Background: an optimization exercise with open tools, aiming at small area. Do not read the settings as production practice.
The RTL was checked by simulation tests, not by an equivalence proof against the original design.
The series may have gaps, and a smaller design here may also do less where the tests do not look.
No activity file was given, so power comes from the tool's default toggle rates.

## flow/design.v in outline (module list and top-level ports)
// module primitive_srlatch: 14 lines
// module primitive_dlatch: 10 lines
// module primitive_syncsrlatch: 19 lines
// module primitive_syncdlatch: 15 lines
// module primitive_counter: 33 lines
// module primitive_sr: 33 lines
// module primitive_sr_bram: 41 lines
// module IKAOPM_timinggen: 130 lines
// module IKAOPM_reg: 490 lines
// module reg_submdl_loreg_decoder: 16 lines
// module IKAOPM_noise: 68 lines
// module IKAOPM_lfo: 269 lines
// module IKAOPM_pg: 371 lines
// module pg_submdl_fnumrom: 9 lines
// module IKAOPM_eg: 373 lines
// module IKAOPM_op: 265 lines
// module op_submdl_logsinrom: 9 lines
// module op_submdl_exprom: 13 lines
// module IKAOPM_acc: 197 lines
// module IKAOPM_timer: 80 lines
// module IKAOPM: 311 lines
module IKAOPM #(parameter FULLY_SYNCHRONOUS = 1, parameter FAST_RESET = 0) (
    input   wire            i_EMUCLK,  
    input   wire            i_phiM_PCEN_n,  
    input   wire            i_IC_n,    
    output  wire            o_phi1,
    input   wire            i_CS_n,
    input   wire            i_RD_n,
    input   wire            i_WR_n,
    input   wire            i_A0,
    input   wire    [7:0]   i_D,
    output  wire    [7:0]   o_D,
    output  wire            o_D_OE,
    output  wire            o_CT2,  
    output  wire            o_CT1,  
    output  wire            o_IRQ_n,
    output  wire            o_SH1,
    output  wire            o_SH2,
    output  wire            o_SO,
    output  wire            o_EMU_R_SAMPLE, o_EMU_L_SAMPLE,
    output  wire signed     [15:0]  o_EMU_R_EX, o_EMU_L_EX,
    output  wire signed     [15:0]  o_EMU_R, o_EMU_L
);
  // ...
==> flow/run.sh <==
#!/bin/bash
# synth_recipe.tcl (not shown) runs the flow's synth.tcl, then flattens the netlist and writes it again
# the make line also repeats each setting of config.mk as NAME=value (left out here)
make -C /OpenROAD-flow-scripts/flow DESIGN_CONFIG=/design/flow/config.mk WORK_HOME=/design/flow/orfs CLKGATE_MAP_FILE= SYNTH_SCRIPT=/design/flow/synth_recipe.tcl finish
==> flow/config.mk <==
export PLATFORM = sky130hd
export DESIGN_NAME = IKAOPM
export DESIGN_NICKNAME = IKAOPM
export VERILOG_FILES = /design/flow/design.v
export SDC_FILE = /design/flow/constraint.sdc
export NUM_CORES = 4
export LEC_CHECK = 0
export CAP_MARGIN = 20
export CORE_MARGIN = 2
export CORE_UTILIZATION = 72
export CTS_BUF_LIST = sky130_fd_sc_hd__clkbuf_8
export CTS_CLUSTER_DIAMETER = 60
export CTS_CLUSTER_SIZE = 15
export PLACE_DENSITY = 0.82
export SLEW_MARGIN = 20
==> flow/constraint.sdc <==
create_clock -name core_clock -period 10.0 [get_ports {i_EMUCLK}]
set_input_delay 2.0000 -clock core_clock [delete_from_list [all_inputs] [get_ports {i_EMUCLK}]]
set_output_delay 2.0000 -clock core_clock [all_outputs]
set_load 0.01 [all_outputs]
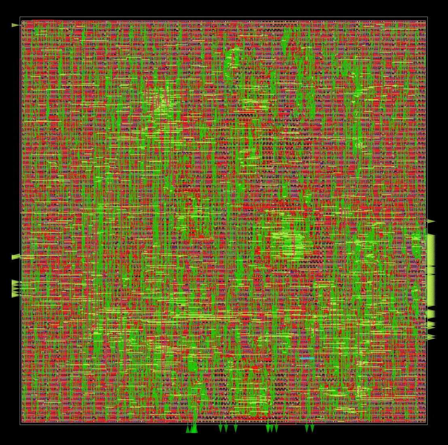
*The routed nets, run 1*
GRT Total Usage: 25.0%
DR WL/cell: 22.7 um
DR WL met3: 16.0 mm

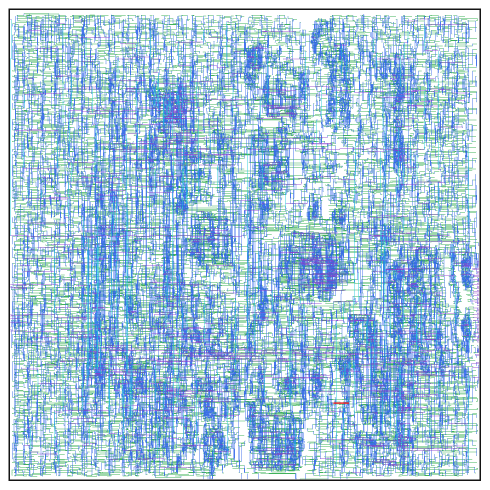
*Metal layers overlaid, run 1*
(1 px per um)
legend:
  metal 3:
    colour: purple
    wire_length: 16000 um
  metal 4:
    colour: cyan
    wire_length: 8980 um
  metal 5:
    colour: red
    wire_length: 13.8 um
  metal 2:
    colour: blue
    wire_length: 134 mm
  metal 1:
    colour: green
    wire_length: 118 mm
Routed WL: 277 mm
vias: 75000

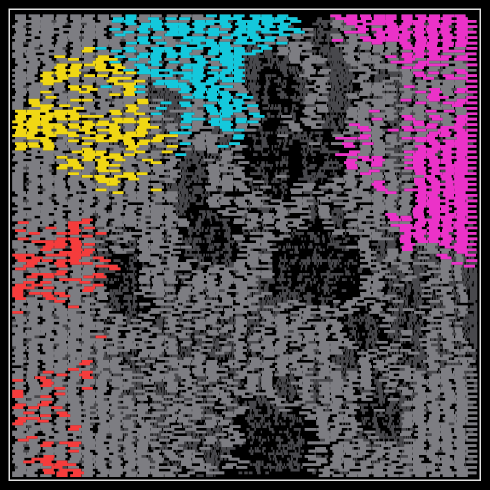
*Register map, names as in the netlist, run 1*
(1 px per um) Other sequential cells in the stronger grey, the rest of the logic in the fainter grey.
legend:
  `REG.d32reg_mode_sr.u_tl_reg.sr`:
    colour: yellow
    sequential_cells: 224
    where: top left
  `REG.d32reg_mode_sr.u_d1r_reg.sr`:
    colour: red
    sequential_cells: 160
  `EG.u_cyc13r_cyc40r_attenlevel_sr.sr`:
    colour: cyan
    sequential_cells: 280
    where: top middle
  `PG.phasesr_mode_sr.u_cyc19r_cyc40r_phase_sr.sr`:
    colour: magenta
    sequential_cells: 440

==> results.tsv, run 1 <==
stage	metric	value	unit
setup_path	cp.arrival	7.64	ns
setup_path	cp_top_family	compound AO/OA/AOI/OAI gates	
power	total_power	29800	uW
timing	finalCritPeriodShare	68.8	%
global_route	grtUsageMet2	40.0	%
floorplanning	initial_core_util	72.6	%
cells_and_area	fin_cells	12200	
synthesis	syn_avg_cell_area	17.2	um2
floorplanning	io-pin-count	97	
synthesis	ys_warn_count	57	
run_status	status	no timing/DRC/antenna violations	
timing	hold_ws	0.341	ns
power	top_power_group	registers	
timing	max_freq	145	MHz
cells_and_area	fin_area	166000	um2
cts	h-tree-depth	5	
cts	cts_tree	built	
setup_path	end_kind	register	
placement	dp_cells	11700	
route	via_per_inst	6.14	
flow_run	max-cap-violations	0	
cells_and_area	multi_input_gates	4249	
cells_and_area	seq-cell-share	75.8	%
cells_and_area	largest_reg_flops	440	
synthesis	ys_ff_latch	4216	
power	p_leak	0.0566	uW
power	clockPowerShare	28.2	%
cells_and_area	buf_share	1.07	%
power	vdd_drop_max	0.000157	V
cts	cts_resized	0	
power	power.density	180	nW/um2
setup_path	critPathMaxFanout	22	
global_route	antenna_found_initial	6	
setup_path	criticalPathCategory	reg -> reg	
placement	gp_congestion	0.880	
synthesis	async_flop_share	1.35	%
timing	relSlewSlack	23.1	%
cells_and_area	nClkBuffers	347	
synthesis	yosysSeqAreaShare	80.5	%
route	wl_met1	118	mm
power	power.internal	23500	uW
cells_and_area	inverters_excl_clock	268	
setup_path	critical_path_required	10.76	ns
cells_and_area	antennaDiodeCount	5	
setup_path	critPathSlowestCell	edfxtp_1	
timing	drv_slew	0	
placement	dpl.hpwl	176	mm
route	highest_layer	met5	
placement	placed_area	160000	um2
timing	finalClockSkew	0.107	ns
placement	io_buffers	96	
timing	setup_ws	3.12	ns
setup_path	cp.depth	25	
power	p_comb	1240	uW
synthesis	synth_top_flop_cell	edfxtp_1	
route	dr.pass1.iters	7	
global_route	overflow	0	
cells_and_area	seq_cells	4216	
timing	hold_viol_final	0	
synthesis	syn-num-nets	9436	
cells_and_area	n_fill_cell	11100	
synthesis	syn_area	156000	um2
cts	cts_buffers	342	
floorplanning	dieArea	221000	um2
setup_path	r2r_slack	3.12	ns
worst_hold_path	hold_path.class	reg -> reg	
synthesis	synth-edff-count	4084	
cells_and_area	clk_share	3.31	%
global_route	grt.met3_usage	3.33	%
floorplanning	core_area	215000	um2
synthesis	netlist_instances	9052	
cts	cts_buffer_depth	4	
floorplanning	rows	170	
global_route	grt-busiest-layer	met2	
placement	pre_cts_ws	3.13	ns
synthesis	yosysUniqueCellTypes	95	
==> run 1: cell families after synthesis <==
kind of cell               after synthesis  synth area share, %
and+or+nand+nor                       2008                 6.02
xor gates and xnor gates               287                 1.62
DFF                                   4216                 80.5
buffers and inverters                  587                 1.48
adders and majority gates              372                 3.30
muxes                                  237                 1.65
AOI/OAI and AO/OA                     1345                 5.47
==> run 1: cell usage after synthesis, types with 38 or more instances <==
cell | number | area [um2]
a21o_1 | 75 | 563
and2_1 | 202 | 1260
and3_1 | 42 | 263
edfxtp_1 | 4084 | 123000
o21bai_1 | 38 | 285
ha_1 | 301 | 3770
nand2_1 | 688 | 2580
inv_1 | 265 | 995
nor2_1 | 537 | 2020
nand3_1 | 89 | 445
a21oi_1 | 476 | 2380
or2_2 | 38 | 238
clkbuf_1 | 241 | 905
dfrtp_1 | 41 | 1030
a31oi_1 | 52 | 325
fa_1 | 68 | 1360
a211oi_1 | 53 | 398
buf_1 | 48 | 180
xnor2_1 | 186 | 1630
o21ai_0 | 259 | 1300
nand2b_1 | 103 | 644
nor3_1 | 94 | 470
nor2b_1 | 83 | 519
mux2i_1 | 141 | 1410
dfxtp_1 | 75 | 1500
xor2_1 | 100 | 876
mux2_2 | 88 | 991
==> run 2, diff against run 1 <==
--- a/flow/design.v
+++ b/flow/design.v
@@ -2227,22 +2227,29 @@
     end
 end
-reg     [15:0]  mcyc14_r_piso, mcyc30_l_piso;
+reg     [15:0]  mcyc_piso;
 reg     [1:0]   mcyc14_r_saturation_ctrl, mcyc30_l_saturation_ctrl;  
+reg             mcyc_piso_holds_r;
+reg             mcyc_r_loaded_z;
+reg             mcyc_l_next;
 always @(posedge i_EMUCLK) if(!phi1ncen_n) begin
     if(cycle_13) begin
-        mcyc14_r_piso <= {~r_accumulator[17], r_accumulator[14:0]};  
+        mcyc_piso <= {~r_accumulator[17], r_accumulator[14:0]};  
         mcyc14_r_saturation_ctrl <= {(r_accumulator[17:15] != 3'b000) & (r_accumulator[17:15] != 3'b111), r_accumulator[17]};
+        mcyc_piso_holds_r <= 1'b1;
+        mcyc_l_next <= mcyc_piso_holds_r ? ~mcyc30_l_saturation_ctrl[0] : mcyc_piso[1];
     end
-    else begin
-        mcyc14_r_piso[14:0] <= mcyc14_r_piso[15:1];  
-    end
-    if(i_CYCLE_29) begin
-        mcyc30_l_piso <= {~l_accumulator[17], l_accumulator[14:0]};  
+    else if(i_CYCLE_29) begin
+        mcyc_piso <= {~l_accumulator[17], l_accumulator[14:0]};  
         mcyc30_l_saturation_ctrl <= {(l_accumulator[17:15] != 3'b000) & (l_accumulator[17:15] != 3'b111), l_accumulator[17]};
+        mcyc_piso_holds_r <= 1'b0;
     end
     else begin
-        mcyc30_l_piso[14:0] <= mcyc30_l_piso[15:1];  
+        mcyc_piso[14:0] <= mcyc_piso[15:1];  
     end
+    mcyc_r_loaded_z <= cycle_13;
 end
+wire            mcyc14_r_piso_0 = mcyc_piso_holds_r ? mcyc_piso[0] : ~mcyc14_r_saturation_ctrl[0];
+wire            mcyc30_l_piso_0 = ~mcyc_piso_holds_r ? mcyc_piso[0] :
+                                  mcyc_r_loaded_z ? mcyc_l_next : ~mcyc30_l_saturation_ctrl[0];
 localparam  SAMPLE_STROBE_LENGTH = 1;  
 reg     [SAMPLE_STROBE_LENGTH+1:0]   r_sample_det, l_sample_det;
@@ -2318,6 +2325,6 @@
 reg             mcyc15_r_stream, mcyc31_l_stream;
 always @(posedge i_EMUCLK) if(!phi1ncen_n) begin
-    mcyc15_r_stream <= mcyc14_r_saturation_ctrl[1] ? ~mcyc14_r_saturation_ctrl[0] : mcyc14_r_piso[0];
-    mcyc31_l_stream <= mcyc30_l_saturation_ctrl[1] ? ~mcyc30_l_saturation_ctrl[0] : mcyc30_l_piso[0];
+    mcyc15_r_stream <= mcyc14_r_saturation_ctrl[1] ? ~mcyc14_r_saturation_ctrl[0] : mcyc14_r_piso_0;
+    mcyc31_l_stream <= mcyc30_l_saturation_ctrl[1] ? ~mcyc30_l_saturation_ctrl[0] : mcyc30_l_piso_0;
 end
 reg             mcyc16_r_stream_z, mcyc17_r_stream_zz, mcyc18_r_stream_zzz;
==> run 2 against run 1 <==
  * The layout now fails its checks (antenna violations)
  * Non-clock buffer count shrank 5
  * Critical path type unchanged
  * Register-to-register slack got worse by 0.58 ns
  * Sequential cell count down 13
  * Final cell count decreased by 0.72%
  * Highest routed layer is now met4
  * Clock power is 0.7% lower
  * Design area fell by 0.40%
==> results.tsv, run 2 <==
stage	metric	value	unit	change
cts	cts_buffers	338		-1.2%
setup_path	cp_top_family	compound AO/OA/AOI/OAI gates		
power	total_power	29700	uW	-0.31%
floorplanning	io-pin-count	97		unchanged
synthesis	ys_ff_latch	4203		-0.31%
power	clockPowerShare	28.1	%	about the same
synthesis	ys_warn_count	57		unchanged
route	highest_layer	met4		
timing	setup_ws	2.54	ns	-0.577 ns
floorplanning	initial_core_util	72.5	%	-0.12 points
synthesis	yosysUniqueCellTypes	101		+6.3%
cells_and_area	n_fill_cell	11100		-0.36%
cells_and_area	fin_cells	12100		-0.72%
placement	dpl.hpwl	178	mm	+1.4%
synthesis	synth.most_common_cell	edfxtp_1		
cts	cts_resized	0		unchanged
cells_and_area	fin_area	165000	um2	-0.40%
synthesis	async_flop_share	1.36	%	+0.0042 points
power	vdd_drop_max	0.000156	V	-0.29%
cts	h-tree-depth	5		unchanged
setup_path	cp.depth	25		unchanged
global_route	antenna_found_initial	14		+8
global_route	grt-busiest-layer	met2		
run_status	violatedChecks	antenna violations		
global_route	grt.met3_usage	3.08	%	-0.25 points
synthesis	synth_top_flop_cell	edfxtp_1		
synthesis	netlist_top_cells_count	4071 x edfxtp_1, 651 x nand2_1, 496 x nor2_1, 455 x a21oi_1, 305 x ha_1		
timing	max_freq	134	MHz	-7.7%
route	dr_wl_met3	16.4	mm	+2.6%
setup_path	critPathSlowestCell	edfxtp_1		
cells_and_area	syn_to_final_growth	6.11	%	
setup_path	critical_path_required	10.91	ns	+0.15 ns
run_status	status	complete, but fails checks		
synthesis	syn_area	156000	um2	-0.36%
cts	cts_tree	built		
setup_path	r2r_slack	2.54	ns	-0.58 ns
worst_hold_path	hold_path.class	reg -> reg		
route	via_per_inst	6.14		about the same
route	dr.pass1.iters	8		+1
route	wl_met1	119	mm	+0.87%
route	ant_nets	1		
floorplanning	rows	170		unchanged
setup_path	criticalPathCategory	reg -> reg		
setup_path	cp.arrival	8.36	ns	+0.72 ns
synthesis	synth-edff-count	4071		-0.32%
cells_and_area	layout_common_cells	4071 x edfxtp_1, 651 x nand2_1, 493 x nor2_1		
timing	finalCritPeriodShare	74.6	%	+5.8 points
cts	cts_buffer_depth	4		unchanged
placement	placed_area	160000	um2	-0.39%
synthesis	yosysSeqAreaShare	80.5	%	about the same
power	power.internal	23500	uW	-0.29%
floorplanning	core_area	215000	um2	-0.20%
placement	io_buffers	96		unchanged
timing	hold_ws	0.266	ns	-0.0751 ns
synthesis	syn_avg_cell_area	17.3	um2	+0.61%
timing	finalClockSkew	0.0783	ns	-0.0291 ns
floorplanning	dieArea	220000	um2	-0.36%
power	p_leak	0.0562	uW	-0.77%
synthesis	synth.largest_area_cell	edfxtp_1		
power	power.density	180	nW/um2	about the same
flow_run	max-cap-violations	0		unchanged
synthesis	netlist_instances	8965		-0.96%
timing	hold_viol_final	0		unchanged
setup_path	critPathMaxFanout	23		+4.5%
timing	relSlewSlack	22.6	%	-0.48 points
synthesis	yosys-top-cells-area	edfxtp_1 79%, ha_1 2.5%, nand2_1 1.6%		
global_route	overflow	0		unchanged
[run 2: layout make-up]
type                       count  area, um2  share of cell area (%)
clock inverter               124        647                   0.392
clock buffer                 345       4750                    2.88
inverter                     244        950                   0.575
multi-input combinational   4201      28100                    17.0
sequential                  4203     125000                    75.9
timing repair buffer         169       1760                    1.07
tap                         2838       3550                    2.15
antenna                       15       37.5                  0.0227
[run 2: cell families (layout without fill, tap and decap cells)]
kind of cell	count (synthesis)	after routing	synth area share [%]
multiplexers	232	232	1.64
flip-flops	4203	4203	80.5
AO/OA/AOI/OAI	1334	1334	5.44
XOR/XNOR	290	290	1.64
AND/OR/NAND/NOR	1971	1971	6.02
adder cells (fa/ha/maj)	374	374	3.34
buffers and inverters	561	882	1.43
other	0	15	0
[run 2: power groups by stage]
stage | Combinational [uW] | Clock, uW | Sequential [uW]
6_report | 1250 | 8360 | 20100
5_1_grt | 1390 | 9110 | 20200
4_1_cts | 1240 | 8560 | 20100
3_5_place_dp | 1240 | 0 | 20500
3_3_place_gp | 1180 | 0 | 20500
2_1_floorplan | 926 | 0 | 20500
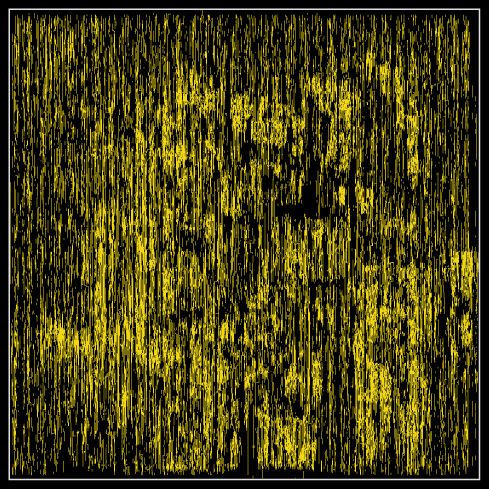
*The metal 2 layer, run 2*
(1 px per um)
nets with wire on the layer: 8372
wire length on this layer: 136 mm
share of all routed wire: 48%
main direction: vertical
longest straight run: 129 um
met2 usage: 40.5%
vias: 74600

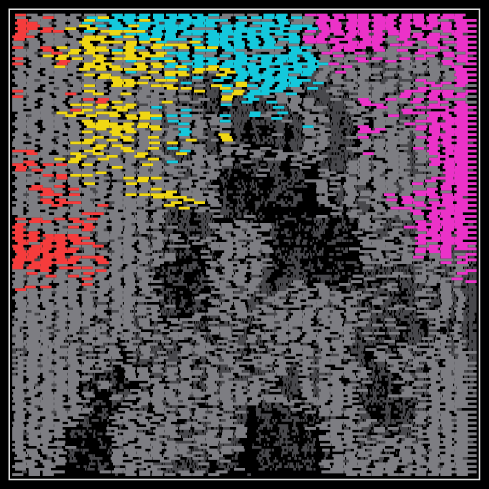
*Register map, names as in the netlist, run 2*
(1 px per um) Other sequential cells in the stronger grey, the rest of the logic in the fainter grey.
legend:
  `PG.phasesr_mode_sr.u_cyc19r_cyc40r_phase_sr.sr`:
    colour: magenta
    sequential_cells: 440
  `EG.u_cyc13r_cyc40r_attenlevel_sr.sr`:
    colour: cyan
    sequential_cells: 280
    where: top middle
  `REG.d32reg_mode_sr.u_d1r_reg.sr`:
    colour: red
    sequential_cells: 160
  `REG.d32reg_mode_sr.u_tl_reg.sr`:
    colour: yellow
    sequential_cells: 224
    where: top left
not coloured: 3099

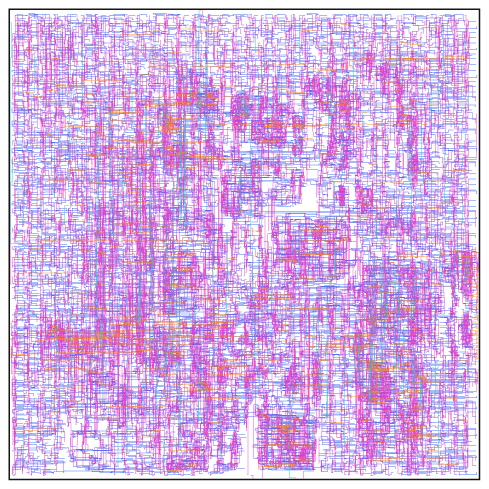
*Metal layers overlaid, run 2*
(1 px per um)
legend:
  metal 3:
    colour: orange
    wire_length: 16400 um
  metal 1:
    colour: blue
    wire_length: 119 mm
  metal 2:
    colour: magenta
    wire_length: 136 mm
  metal 4:
    colour: cyan
    wire_length: 10700 um
Routed WL: 282 mm
GRT Total Usage: 25.5%
DR WL/cell: 23.3 um

==> run 3, diff against run 2 <==
--- a/flow/config.mk
+++ b/flow/config.mk
@@ -8,5 +8,5 @@
 export CAP_MARGIN = 20
 export CORE_MARGIN = 2
-export CORE_UTILIZATION = 72
+export CORE_UTILIZATION = 70
 export CTS_BUF_LIST = sky130_fd_sc_hd__clkbuf_8
 export CTS_CLUSTER_DIAMETER = 60
==> run 3 against run 2 <==
  * Now clean on timing, DRC and antenna
  * Synthesized cell count did not move
  * Core utilization fell by 2.3 points
  * Die area increased by 2.8%
  * Sequential share of layout area is 0.14 points lower
  * Synthesized area stayed put
==> results.tsv, run 3 <==
stage	metric	value	unit	change
cts	h-tree-depth	5		unchanged
cts	cts_resized	0		unchanged
cells_and_area	drive_gt1_share	6.85	%	
timing	period_minus_slack	7.46	ns	
cells_and_area	fin_cells	12300		+1.2%
placement	io_buffers	96		unchanged
global_route	grt_pass1_wl	421	mm	
synthesis	synth.largest_area_cell	edfxtp_1		
synthesis	syn_area	156000	um2	unchanged
floorplanning	rows	173		+1.8%
power	power.density	180	nW/um2	about the same
setup_path	r2r_slack	2.54	ns	about the same
floorplanning	initial_core_util	70.2	%	-2.3 points
setup_path	cp.arrival	8.38	ns	+0.02 ns
timing	tightest_slew	1.25	ns	
cells_and_area	fin_util	74.6	%	
setup_path	end_kind	register		
synthesis	synth.most_common_cell	edfxtp_1		
cts	postCtsHoldBufs	0		
synthesis	netlist_instances	8965		unchanged
setup_path	slowest_delay	0.88	ns	
cts	cts_buffer_depth	4		unchanged
global_route	overflow	0		unchanged
setup_path	cp_top_family	compound AO/OA/AOI/OAI gates		
timing	hold_viol_final	0		unchanged
synthesis	yosys.area.top_type_share	78.6	%	
synthesis	ys_ff_latch	4203		unchanged
placement	dp_cells	11800		
run_status	status	no timing/DRC/antenna violations		
timing	finalClockSkew	0.0991	ns	+0.0208 ns
route	via_per_inst	6.02		-2.0%
route	drc	0		
cells_and_area	syn_to_final_growth	6.30	%	
setup_path	critPathMaxFanout	23		unchanged
worst_hold_path	hold_path.class	reg -> reg		
cells_and_area	layout.nets	9565		
cells_and_area	fin_area	165000	um2	+0.19%
route	dr.pass1.iters	8		unchanged
setup_path	path_buf_inv	1		
synthesis	syn_avg_cell_area	17.3	um2	unchanged
cells_and_area	layout_common_cells	4071 x edfxtp_1, 651 x nand2_1, 494 x nor2_1		
synthesis	syn-num-nets	9353		
placement	placed_area	160000	um2	+0.14%
synthesis	yosysUniqueCellTypes	101		unchanged
global_route	grt_pass1_vias	72200		
setup_path	cp.depth	25		unchanged
timing	hold_ws	0.331	ns	+0.0648 ns
setup_path	criticalPathCategory	reg -> reg		
synthesis	synth_top_flop_cell	edfxtp_1		
cts	cts_setup_buffers	0		
timing	drv_slew	0		
global_route	grt.met3_usage	2.83	%	-0.25 points
synthesis	yosysSeqAreaShare	80.5	%	unchanged
floorplanning	dieArea	226000	um2	+2.8%
power	total_power	29800	uW	+0.17%
route	ant_nets	0		-1
placement	pre_cts_ws	2.43	ns	
cts	cts_root_buf	clkbuf_8		
synthesis	ys_warn_count	57		unchanged
floorplanning	core_area	222000	um2	+3.3%
global_route	use_met1	36.5	%	
timing	finalCritPeriodShare	74.6	%	about the same
timing	setup_viol	0		
placement	dpl.hpwl	176	mm	-1.2%
global_route	grt_max_degree	250		
timing	setup_ws	2.54	ns	-0.00620 ns
setup_path	critical_path_required	10.92	ns	about the same
cts	cts_buffers	341		+0.89%
synthesis	yosys-top-cells-area	edfxtp_1 79%, ha_1 2.5%, nand2_1 1.6%		
synthesis	netlist_top_cells_count	4071 x edfxtp_1, 651 x nand2_1, 496 x nor2_1, 455 x a21oi_1, 305 x ha_1		
timing	finalSetupTns	0	ns	
floorplanning	dieHeight	475	um	
power	p_leak	0.0562	uW	+0.16%
setup_path	reg2regPathDepth	25		
floorplanning	die_w	475	um	
cts	cts_tree	built		
setup_path	critPathSlowestCell	edfxtp_1		
timing	rsz0062_at_grt	no		
worst_hold_path	min_path_cells	0		
global_route	grt-busiest-layer	met2		
floorplanning	io-pin-count	97		unchanged
cts	numClockSinks	4203		
global_route	antenna_found_initial	7		-7
route	drtIter0Drc	7642		
cts	insertion_delay	1.09	ns	
setup_path	cp-start-kind	register		
placement	gp_congestion	0.874		
synthesis	synth-edff-count	4071		unchanged
global_route	grtUsageMet2	38.5	%	-2.0 points
cts	path_clk_slew	0.10	ns	
cells_and_area	final_common_cell	edfxtp_1		
synthesis	async_flop_share	1.36	%	unchanged
cells_and_area	largest_reg_flops	440		
power	vdd_drop_max	0.000154	V	-1.5%
timing	relSlewSlack	16.9	%	-5.8 points
timing	max_freq	134	MHz	about the same
flow_run	max-cap-violations	0		unchanged
==> run 3: cell counts after synthesis <==
No cell type changed its count.
==> run 3: cell type report <==
cell class | count | area, um2
diodes | 7 | 17.5
clock buffers | 350 | 4820
clock inverters | 122 | 691
fillers | 12300 | 56300
inverters | 244 | 950
multi-input cells | 4201 | 28100
flip-flops and latches | 4203 | 125000
well taps | 2975 | 3720
repair buffers | 186 | 1810
==> run 3: where the power goes <==
group	internal [uW]	switching [uW]	total, uW
combinational	434	817	1250
clock	3290	5150	8440
sequential	19800	292	20100
total	23500	6260	29800
==> run 3: layer usage <==
metal / vias to the layer above / wire length (um)
li1: 34100 / -
met1: 36700 / 122000
met2: 2615 / 132000
met3: 563 / 14700
met4: 0 / 10100
met5: - / 0
==> run 3: cells by family (layout without fill, tap and decap cells) <==
| kind of cell | Yosys count | count (layout) | synth area share [%] |
|---|---|---|---|
| flops | 4203 | 4203 | 80.5 |
| simple gates | 1971 | 1971 | 6.02 |
| compound gates | 1334 | 1334 | 5.44 |
| buf+inv | 561 | 902 | 1.43 |
| fa+ha+maj | 374 | 374 | 3.34 |
| xor+xnor | 290 | 290 | 1.64 |
| mux | 232 | 232 | 1.64 |
| other cells | 0 | 7 | 0 |
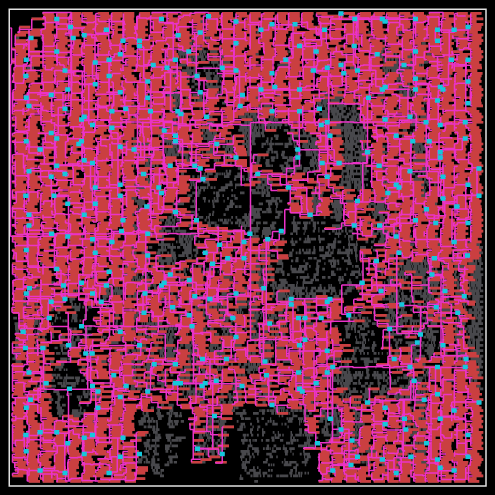
*Clock network drawn from the DEF, run 3*
(1 px per um)
legend:
  clock wires:
    colour: magenta
    length: 40.0 mm
  flip-flops:
    colour: red
    count: 4203
  clock drivers:
    colour: cyan
    count: 341
routed clock nets: 342
Clk power: 8440 uW
clock share of power: 28.3%

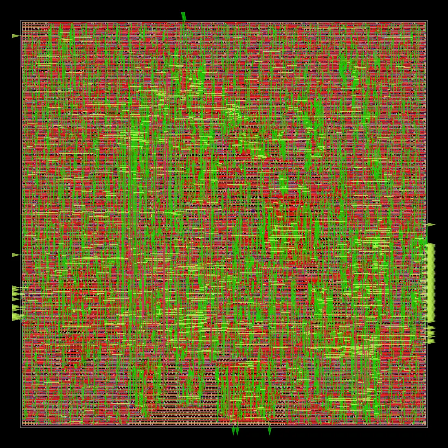
*The routed nets, run 3*
Routed WL: 278 mm
met2 wire len: 132 mm

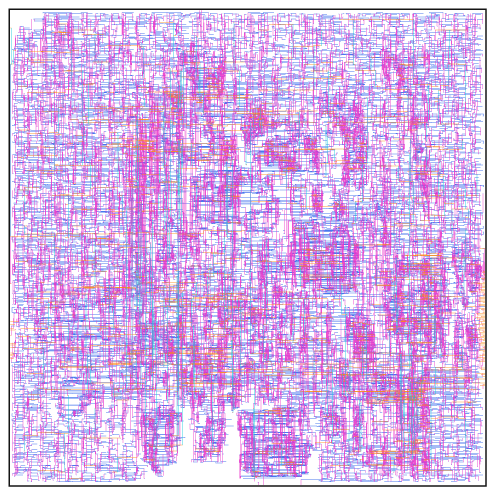
*Metal layers overlaid, run 3*
(1 px per um)
legend:
  metal 2:
    colour: magenta
    wire_length: 132 mm
  metal 4:
    colour: cyan
    wire_length: 10100 um
  metal 1:
    colour: blue
    wire_length: 122 mm
  metal 3:
    colour: orange
    wire_length: 14700 um
DR WL/cell: 22.6 um
vias: 74000
GRT Total Usage: 24.5%

==> run 4, diff against run 3 <==
--- a/flow/config.mk
+++ b/flow/config.mk
@@ -11,5 +11,5 @@
 export CTS_BUF_LIST = sky130_fd_sc_hd__clkbuf_8
 export CTS_CLUSTER_DIAMETER = 60
-export CTS_CLUSTER_SIZE = 15
+export CTS_CLUSTER_SIZE = 18
 export PLACE_DENSITY = 0.82
 export SLEW_MARGIN = 20
==> run 4 against run 3 <==
  * Still clean
  * Global-route usage down 0.13 points
  * Hold slack better by 0.0042 ns
  * Core utilization down 0.28 points
  * Clock skew shrank 0.00089 ns
  * Final cell count fell by 0.43%
  * Largest power group unchanged
  * Highest routed layer unchanged
==> results.tsv, run 4 <==
stage	metric	value	unit	change
placement	dp_cells	11800		unchanged
placement	io_buffers	96		unchanged
cts	cts_setup_buffers	0		unchanged
synthesis	netlist_instances	8965		unchanged
timing	drv_slew	0		unchanged
synthesis	syn_area	156000	um2	unchanged
timing	rsz0062_at_grt	no		
placement	gp_congestion	0.874		unchanged
synthesis	yosys.area_share.adder	3.34	%	unchanged
synthesis	synth.most_common_cell	edfxtp_1		
cts	cts_buffer_depth	4		unchanged
route	dr_wl_met3	14.5	mm	-1.8%
floorplanning	rows	173		unchanged
cells_and_area	final_common_cell	edfxtp_1		
setup_path	cp-start-kind	register		
timing	setup_viol	0		unchanged
synthesis	ys_ff_latch	4203		unchanged
timing	hold_viol_final	0		unchanged
synthesis	async_flop_share	1.36	%	unchanged
cells_and_area	layout.nets	9522		-0.45%
synthesis	ys_warn_count	57		unchanged
cells_and_area	drive_gt1_share	6.51	%	-0.34 points
synthesis	synth_top_family_by_area	simple AND/OR/NAND/NOR gates		
setup_path	slowest_delay	0.88	ns	about the same
timing	finalCritPeriodShare	74.8	%	+0.13 points
power	total_power	29300	uW	-1.7%
route	wl_per_cell	22.6	um	-0.38%
global_route	overflow	0		unchanged
global_route	grt_max_degree	250		unchanged
run_status	status	no timing/DRC/antenna violations		
floorplanning	io-pin-count	97		unchanged
power	vdd_drop_max	0.000175	V	+14%
placement	dpl.hpwl	176	mm	unchanged
floorplanning	initial_core_util	70.2	%	unchanged
route	drc	0		unchanged
global_route	grt_pass1_vias	71700		-0.72%
setup_path	r2r_slack	2.52	ns	about the same
synthesis	yosys.area_share.xor_xnor	1.64	%	unchanged
setup_path	critPathMaxFanout	23		unchanged
cts	insertion_delay	1.08	ns	about the same
cts	cts_tree	built		
synthesis	synth-edff-count	4071		unchanged
power	p_sw_share	21.0	%	about the same
global_route	antenna_found_initial	7		unchanged
placement	placed_area	160000	um2	unchanged
cells_and_area	fin_area	165000	um2	-0.38%
setup_path	reg2regPathDepth	25		unchanged
power	seqPwrFrac	68.6	%	+1.1 points
cells_and_area	n_fill_cell	12400		+0.86%
global_route	grt_pass1_wl	419	mm	-0.55%
route	wl_met1	121	mm	-0.62%
synthesis	synth_top_flop_cell	edfxtp_1		
-- run 4: changes by cell type in the layout (fill, tap and decap cells not counted), sizes merged --
cell	change
clkinv	-2
bufinv	-2
inv	-10
clkbuf	-44
diode	+1
clkinvlp	+4
-- run 4: area by class of cell --
cell class / count / area, um2 / area share (%)
Antenna cell: 8 / 20.0 / 0.0122
Clock buffer: 306 / 4210 / 2.56
Clock inverter: 112 / 664 / 0.403
Inverter: 244 / 950 / 0.577
Multi-Input combinational cell: 4201 / 28100 / 17.1
Sequential cell: 4203 / 125000 / 76.0
Tap cell: 2975 / 3720 / 2.26
Timing Repair Buffer: 186 / 1810 / 1.10
-- run 4: worst max-delay path, delay by kind of cell (launching register included) --
kind	cells	cell delay (ns)
buffers and inverters	1	0.09
multiplexers	3	0.76
AND/OR/NAND/NOR	5	0.99
flip-flops	1	0.88
AO/OA/AOI/OAI	12	2.90
adder cells (fa/ha/maj)	4	1.68
-- run 4: routing by layer --
layer,GRT usage (%),vias to the layer above
li1,-,34000
met1,36.2,36800
met4,8.13,0
met5,0,-
met2,38.5,2409
met3,2.82,528
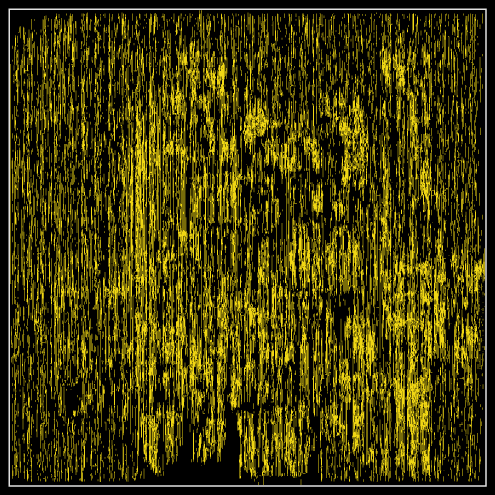
*The metal 2 layer, run 4*
(1 px per um)
longest straight run: 220 um
share of all routed wire: 48%
met2 usage: 38.5%
Routed WL: 276 mm
vias: 73800

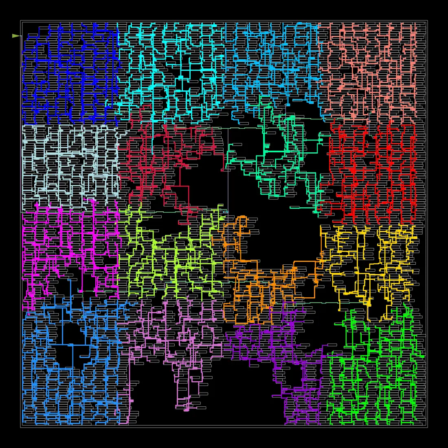
*Clock tree after CTS, run 4*
H-tree depth: 5
root buffer cell: clkbuf_8
# clock sinks: 4203
CTS buffer count: 298
sequential cell count: 4203

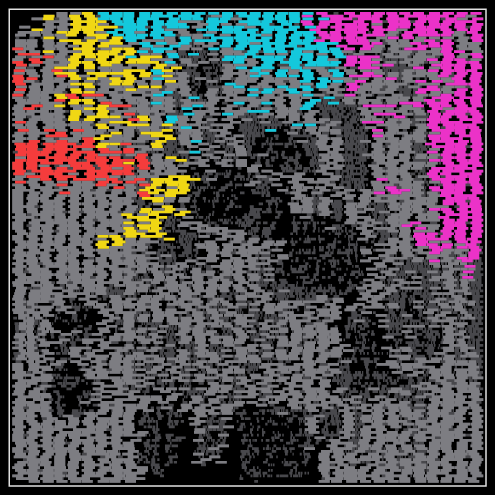
*Register map, names as in the netlist, run 4*
(1 px per um) Other sequential cells in the stronger grey, the rest of the logic in the fainter grey.
sequential cell power: 20100 uW
final core utilization: 74.3%

==> run 5, diff against run 4 <==
--- a/flow/config.mk
+++ b/flow/config.mk
@@ -10,6 +10,6 @@
 export CORE_UTILIZATION = 70
 export CTS_BUF_LIST = sky130_fd_sc_hd__clkbuf_8
-export CTS_CLUSTER_DIAMETER = 60
-export CTS_CLUSTER_SIZE = 18
+export CTS_CLUSTER_DIAMETER = 70
+export CTS_CLUSTER_SIZE = 17
 export PLACE_DENSITY = 0.82
 export SLEW_MARGIN = 20
==> run 5 against run 4 <==
  * First-iteration DRC count increased by 4.0%
  * Sequential share of layout area about the same
  * Non-clock buffer count unchanged
  * Synthesized area unchanged
  * Combinational power about the same
  * Synthesized cell count unchanged
  * Final cell count unchanged
  * Sequential cell count unchanged
  * Highest routed layer is now met5
  * Global-route usage increased by 0.16 points
  * Clock power increased by 1%
==> results.tsv, run 5 <==
stage	metric	value	unit	change
synthesis	synth-edff-count	4071		unchanged
placement	gp_congestion	0.874		unchanged
cells_and_area	multi_input_area_share	17.1	%	about the same
setup_path	path_buf_inv	1		unchanged
global_route	use_met1	36.5	%	+0.27 points
synthesis	ys_warn_count	57		unchanged
cts	h-tree-depth	5		unchanged
global_route	grt_pass1_vias	72000		+0.38%
setup_path	slowest_delay	0.89	ns	about the same
synthesis	ys_ff_latch	4203		unchanged
cells_and_area	n_fill_cell	12400		-0.15%
cts	numClockSinks	4203		unchanged
setup_path	reg2regPathDepth	25		unchanged
placement	dp_cells	11800		unchanged
floorplanning	rows	173		unchanged
cts	cts_setup_buffers	0		unchanged
cells_and_area	clk_share	2.98	%	+0.021 points
setup_path	cp.depth	25		unchanged
timing	drv_slew	0		unchanged
global_route	grt.met3_usage	2.72	%	-0.10 points
cells_and_area	antennaDiodeCount	8		unchanged
global_route	grt_pass1_wl	421	mm	+0.60%
floorplanning	tap_cells	2975		unchanged
timing	setup_ws	2.49	ns	
route	wl_per_cell	22.8	um	+0.88%
synthesis	yosysUniqueCellTypes	101		
cts	cts_root_buf	clkbuf_8		
route	wirelength	278	mm	+0.88%
synthesis	async_flop_share	1.36	%	unchanged
global_route	grt-busiest-layer	met2		
timing	finalCritPeriodShare	75.1	%	+0.33 points
flow_run	max-cap-violations	0		
setup_path	cp.arrival	8.39	ns	
cells_and_area	nClkBuffers	308		+0.65%
timing	rsz0062_at_grt	no		
cts	insertion_delay	1.07	ns	about the same
cts	cts_buffer_depth	4		unchanged
floorplanning	io-pin-count	97		unchanged
placement	dpl.hpwl	176	mm	unchanged
route	dr.pass1.iters	9		
cells_and_area	layout.nets	9529		+0.074%
run_status	status	no timing/DRC/antenna violations		
cells_and_area	dominant_cells	registers		
placement	placed_area	160000	um2	unchanged
global_route	overflow	0		unchanged
setup_path	critPathMaxFanout	23		unchanged
global_route	grtUsageMet2	38.8	%	+0.32 points
cells_and_area	drive_gt1_share	6.43	%	-0.076 points
route	drc	0		unchanged
cells_and_area	fin_area	165000	um2	about the same
cells_and_area	inverters_excl_clock	244		unchanged
synthesis	syn_avg_cell_area	17.3	um2	
setup_path	cp_top_family	compound AO/OA/AOI/OAI gates		
cells_and_area	n_all_buffers	186		unchanged
cts	cts_tree	built		
global_route	grt_max_degree	250		unchanged
cells_and_area	multi_input_area	28100	um2	unchanged
power	power.density	178	nW/um2	
timing	hold_viol_final	0		unchanged
power	total_power	29400	uW	+0.32%
setup_path	cp-start-kind	register		
timing	setup_viol	0		unchanged
setup_path	critical_path_required	10.88	ns	
cells_and_area	final_common_cell	edfxtp_1		
placement	io_buffers	96		unchanged
cts	cts_buffers	305		+2.3%
route	wl_met1	121	mm	+0.32%
cells_and_area	buf_share	1.10	%	about the same
cells_and_area	multi_input_gates	4201		unchanged
route	dr_wl_met3	14.6	mm	+0.75%
synthesis	synth_top_flop_cell	edfxtp_1		
synthesis	synth.most_common_cell	edfxtp_1		
setup_path	r2r_slack	2.49	ns	-0.03 ns
synthesis	syn_area	156000	um2	unchanged
floorplanning	initial_core_util	70.2	%	unchanged
power	vdd_drop_max	0.000146	V	-17%
route	vias	73800		+0.060%
cells_and_area	seq_cells	4203		unchanged
synthesis	netlist_instances	8965		unchanged
global_route	antenna_found_initial	8		+1
## run 5: cell counts after synthesis
Identical to the previous run, type by type.
## run 5: cells by family after synthesis
logic type	share of synthesized area (%)
AO/OA/AOI/OAI	5.44
adder cells (fa/ha/maj)	3.34
AND/OR/NAND/NOR	6.02
flip-flops	80.5
XOR/XNOR	1.64
buffers and inverters	1.43
multiplexers	1.64
## run 5: worst register-to-register path, cell delays in order (launching register included)
cell and delay, ns:
edfxtp_1 0.89, mux2i_1 0.27, mux2i_1 0.10, o21ai_1 0.25, mux2_1 0.39, fa_1 0.44, a21o_1 0.17, a21oi_1 0.23
nor2b_1 0.07, o21ai_0 0.15, nand2b_1 0.10, fa_1 0.43, inv_1 0.09, fa_1 0.45, o21ai_0 0.22, nand2b_1 0.27
ha_1 0.36, a21o_1 0.18, a21o_1 0.20, a21o_1 0.18, a21oi_1 0.23, o21ai_0 0.18, nor2b_1 0.16, o21bai_1 0.57
nand2_1 0.42, o21ai_0 0.34
## run 5: power by group
group / leakage [uW] / internal [uW] / total (uW) / switching [uW]
sequential: 0.0391 / 19800 / 20100 / 293
combinational: 0.0140 / 433 / 1250 / 817
clock: 0.00278 / 2980 / 8030 / 5050
total: 0.0559 / 23200 / 29400 / 6160
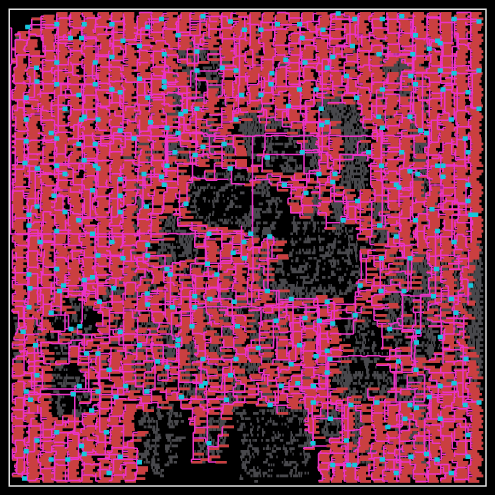
*Clock network drawn from the DEF, run 5*
(1 px per um)
legend:
  clock wires:
    colour: magenta
    length: 39.6 mm
  flip-flops:
    colour: red
    count: 4203
  clock drivers:
    colour: cyan
    count: 305
routed clock nets: 306

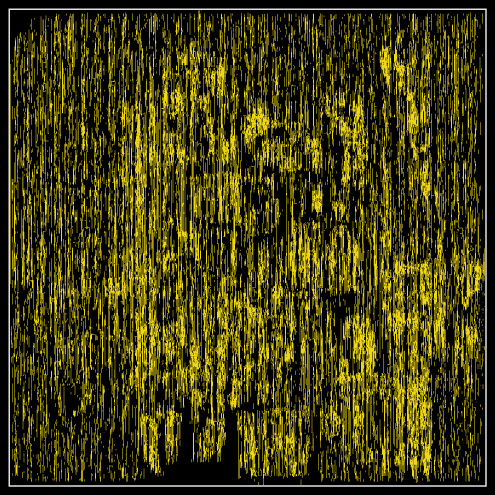
*The metal 2 layer, run 5*
(1 px per um)
main direction: vertical
wire length on this layer: 133 mm
share of all routed wire: 48%
nets with wire on the layer: 8286
longest straight run: 220 um

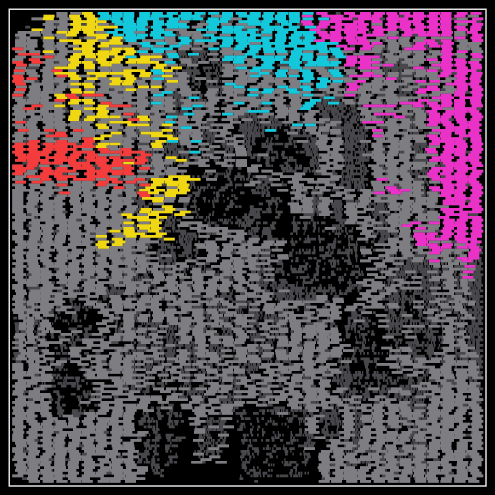
*Register map, names as in the netlist, run 5*
(1 px per um) Other sequential cells in the stronger grey, the rest of the logic in the fainter grey.
Sequential Area: 125000 um2
final core utilization: 74.3%
Seq area share: 76.0%

==> run 6, diff against run 5 <==
--- a/flow/config.mk
+++ b/flow/config.mk
@@ -10,6 +10,6 @@
 export CORE_UTILIZATION = 70
 export CTS_BUF_LIST = sky130_fd_sc_hd__clkbuf_8
-export CTS_CLUSTER_DIAMETER = 70
-export CTS_CLUSTER_SIZE = 17
+export CTS_CLUSTER_DIAMETER = 55
+export CTS_CLUSTER_SIZE = 20
 export PLACE_DENSITY = 0.82
 export SLEW_MARGIN = 20
==> run 6 against run 5 <==
  * Still clean on timing, DRC and antenna
  * Clock-buffer cell count shrank 16
  * Combinational power is essentially flat
  * Clock power grew 2%
  * Setup slack gained 0.033 ns
  * Sequential cell count is the same
  * Core utilization grew 0.073 points
  * Synthesized area is the same
  * Synthesized cell count is the same
  * Sequential share of layout area shrank 0.074 points
  * Sequential power is essentially flat
  * Non-clock buffer count is the same
  * Maximum frequency grew 0.44%
  * Critical endpoint unchanged
  * Largest cell class unchanged
==> results.tsv, run 6 <==
stage	metric	value	unit	change
setup_path	end_kind	register		
timing	max_freq	134	MHz	
setup_path	cp.depth	25		unchanged
synthesis	synth_top_flop_cell	edfxtp_1		
power	vdd_drop_max	0.000152	V	+4.5%
cts	cts_buffer_depth	4		unchanged
global_route	grt_max_degree	250		unchanged
synthesis	yosys.area_share.xor_xnor	1.64	%	unchanged
cells_and_area	layout.nets	9508		-0.22%
route	dr.pass1.iters	9		unchanged
timing	rsz0062_at_grt	no		
run_status	status	no timing/DRC/antenna violations		
setup_path	cp-start-kind	register		
synthesis	synth.largest_area_cell	edfxtp_1		
synthesis	synth_top_family_by_area	simple AND/OR/NAND/NOR gates		
synthesis	netlist_top_cells_count	4071 x edfxtp_1, 651 x nand2_1, 496 x nor2_1, 455 x a21oi_1, 305 x ha_1		
cells_and_area	fin_area	165000	um2	about the same
global_route	use_met1	36.3	%	-0.19 points
timing	hold_viol_final	0		unchanged
cells_and_area	fin_util	74.4	%	about the same
cells_and_area	fin_cells	12200		
cells_and_area	n_fill_cell	12400		-0.024%
synthesis	syn_area	156000	um2	unchanged
global_route	grt.met3_usage	2.65	%	-0.066 points
route	wl_per_cell	22.6	um	-0.69%
synthesis	synth.most_common_cell	edfxtp_1		
setup_path	critPathSlowestCell	edfxtp_1		
setup_path	slowest_delay	0.87	ns	-0.02 ns
synthesis	netlist_instances	8965		unchanged
flow_run	max-cap-violations	0		unchanged
cells_and_area	multi_input_area	28100	um2	unchanged
synthesis	yosys.area.top_type_share	78.6	%	
cts	h-tree-depth	5		unchanged
timing	setup_viol	0		unchanged
cells_and_area	regArea	125000	um2	unchanged
placement	dpl.hpwl	176	mm	unchanged
power	total_power	29500	uW	+0.55%
cts	cts_root_buf	clkbuf_8		
synthesis	async_flop_share	1.36	%	unchanged
timing	setup_ws	2.52	ns	+0.0328 ns
setup_path	critical_path_required	10.89	ns	about the same
global_route	grt-busiest-layer	met2		
floorplanning	io-pin-count	97		unchanged
synthesis	ys_ff_latch	4203		unchanged
route	drc	0		unchanged
setup_path	r2r_slack	2.52	ns	+0.03 ns
setup_path	cp.arrival	8.37	ns	-0.02 ns
cells_and_area	final_common_cell	edfxtp_1		
timing	drv_slew	0		unchanged
synthesis	yosys.area_share.adder	3.34	%	unchanged
setup_path	reg2regPathDepth	25		unchanged
cts	insertion_delay	1.08	ns	about the same
synthesis	synth-simple-area-share	6.02	%	unchanged
synthesis	yosysUniqueCellTypes	101		unchanged
placement	gp_congestion	0.874		unchanged
timing	finalCritPeriodShare	74.8	%	-0.33 points
synthesis	synth_compound_area_share	5.44	%	unchanged
global_route	grt_pass1_vias	71800		-0.21%
synthesis	ys_warn_count	57		unchanged
setup_path	cp_top_family	compound AO/OA/AOI/OAI gates		
floorplanning	initial_core_util	70.2	%	unchanged
setup_path	path_buf_inv	1		unchanged
floorplanning	rows	173		unchanged
placement	dp_cells	11800		unchanged
synthesis	synth-edff-count	4071		unchanged
cells_and_area	drive_gt1_share	6.63	%	+0.20 points
synthesis	muxShareOfSynthArea	1.64	%	unchanged
synthesis	syn_avg_cell_area	17.3	um2	unchanged
cts	cts_setup_buffers	0		unchanged
placement	placed_area	160000	um2	unchanged
cts	numClockSinks	4203		unchanged
placement	io_buffers	96		unchanged
global_route	antenna_found_initial	4		-4
global_route	overflow	0		unchanged
cts	cts_tree	built		
-- run 6: changes by cell type in the layout (fill, tap and decap cells not counted) --
cell	delta
clkinv_1	+3
bufinv_16	+7
inv_16	+1
clkinv_4	-1
clkinv_2	+6
clkbuf_8	-16
inv_6	+11
clkinv_8	+3
inv_1	-30
diode_2	-6
inv_12	+3
inv_8	+6
clkinvlp_4	-2
-- run 6: cells by family after synthesis --
logic type	after synthesis
and+or+nand+nor	1971
adders and majority gates	374
AOI/OAI and AO/OA	1334
xor gates and xnor gates	290
DFF	4203
buffers and inverters	561
muxes	232
-- run 6: final cells by class --
cell class | instances | share of cell area, %
Antenna cell | 2 | 0.00304
Clock buffer | 292 | 2.44
Clock inverter | 117 | 0.648
Inverter | 244 | 0.576
Multi-Input combinational cell | 4201 | 17.1
Sequential cell | 4203 | 75.9
Tap cell | 2975 | 2.26
Timing Repair Buffer | 186 | 1.10
-- run 6: where the power goes --
| part | leakage, uW | switching (uW) | internal [uW] |
|---|---|---|---|
| Clock | 0.00277 | 5100 | 3090 |
| Combinational | 0.0140 | 816 | 433 |
| Sequential | 0.0391 | 292 | 19800 |
| Total | 0.0559 | 6210 | 23300 |
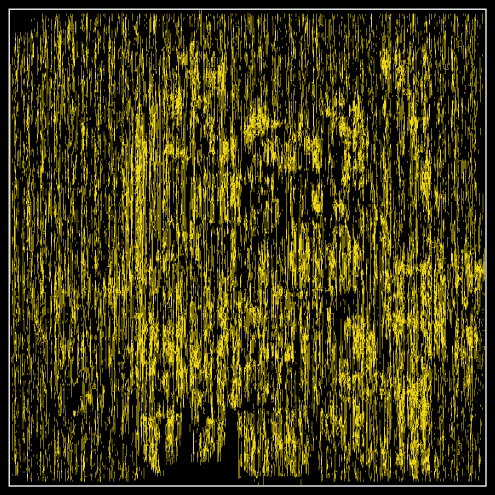
*The metal 2 layer, run 6*
(1 px per um)
Routed WL: 276 mm
vias: 73900
met2 usage: 38.8%

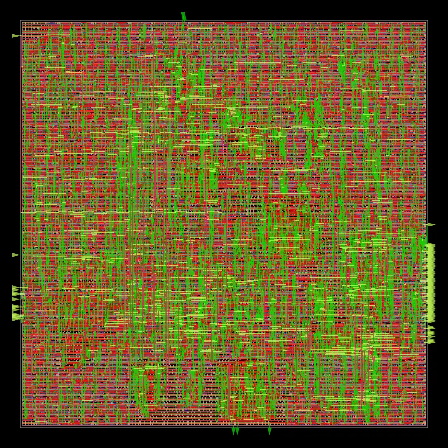
*The routed nets, run 6*
met1 WL: 120 mm
met2 wire len: 132 mm
DR WL met3: 14.7 mm
GRT Total Usage: 24.4%

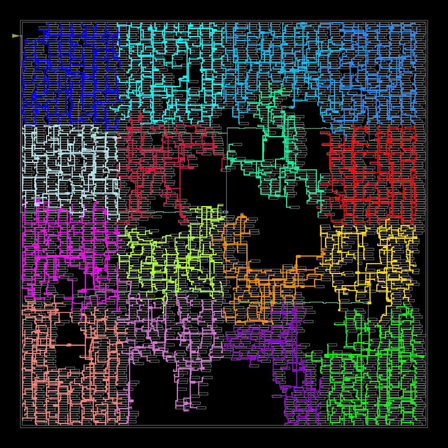
*Clock tree after CTS, run 6*
CTS buffer count: 284

-- what the ideal ports hide --
In the flow no input, the clock included, has a driving cell. The finished layouts below were timed again as built, in two steps.
Step 1 sets driving cells, clkbuf_16 on the clock port and buf_2 on the other inputs (assumed; they add their load-dependent delay and slew).
Step 2 times the ports against the registers' clock, not the clock port: input delays grow and output delays shrink by t, the midpoint of the rising clock arrivals with the driver on.
Slacks: no drivers / after step 1 / after step 2; pairs: no drivers / after step 1.
run | t, ns | setup slack, ns | worst setup path after step 2 | latest minus earliest clock arrival (ns)
run 1 | 1.127 | 3.121 / 3.121 / 3.121 | register to register | 0.132 / 0.132
run 2 | 1.152 | 2.543 / 2.543 / 2.543 | register to register | 0.096 / 0.095
run 3 | 1.125 | 2.537 / 2.537 / 2.537 | register to register | 0.116 / 0.116
run 4 | 1.131 | 2.525 / 2.525 / 2.525 | register to register | 0.127 / 0.127
run 5 | 1.119 | 2.491 / 2.491 / 2.491 | register to register | 0.095 / 0.095
run 6 | 1.115 | 2.524 / 2.524 / 2.524 | register to register | 0.108 / 0.108
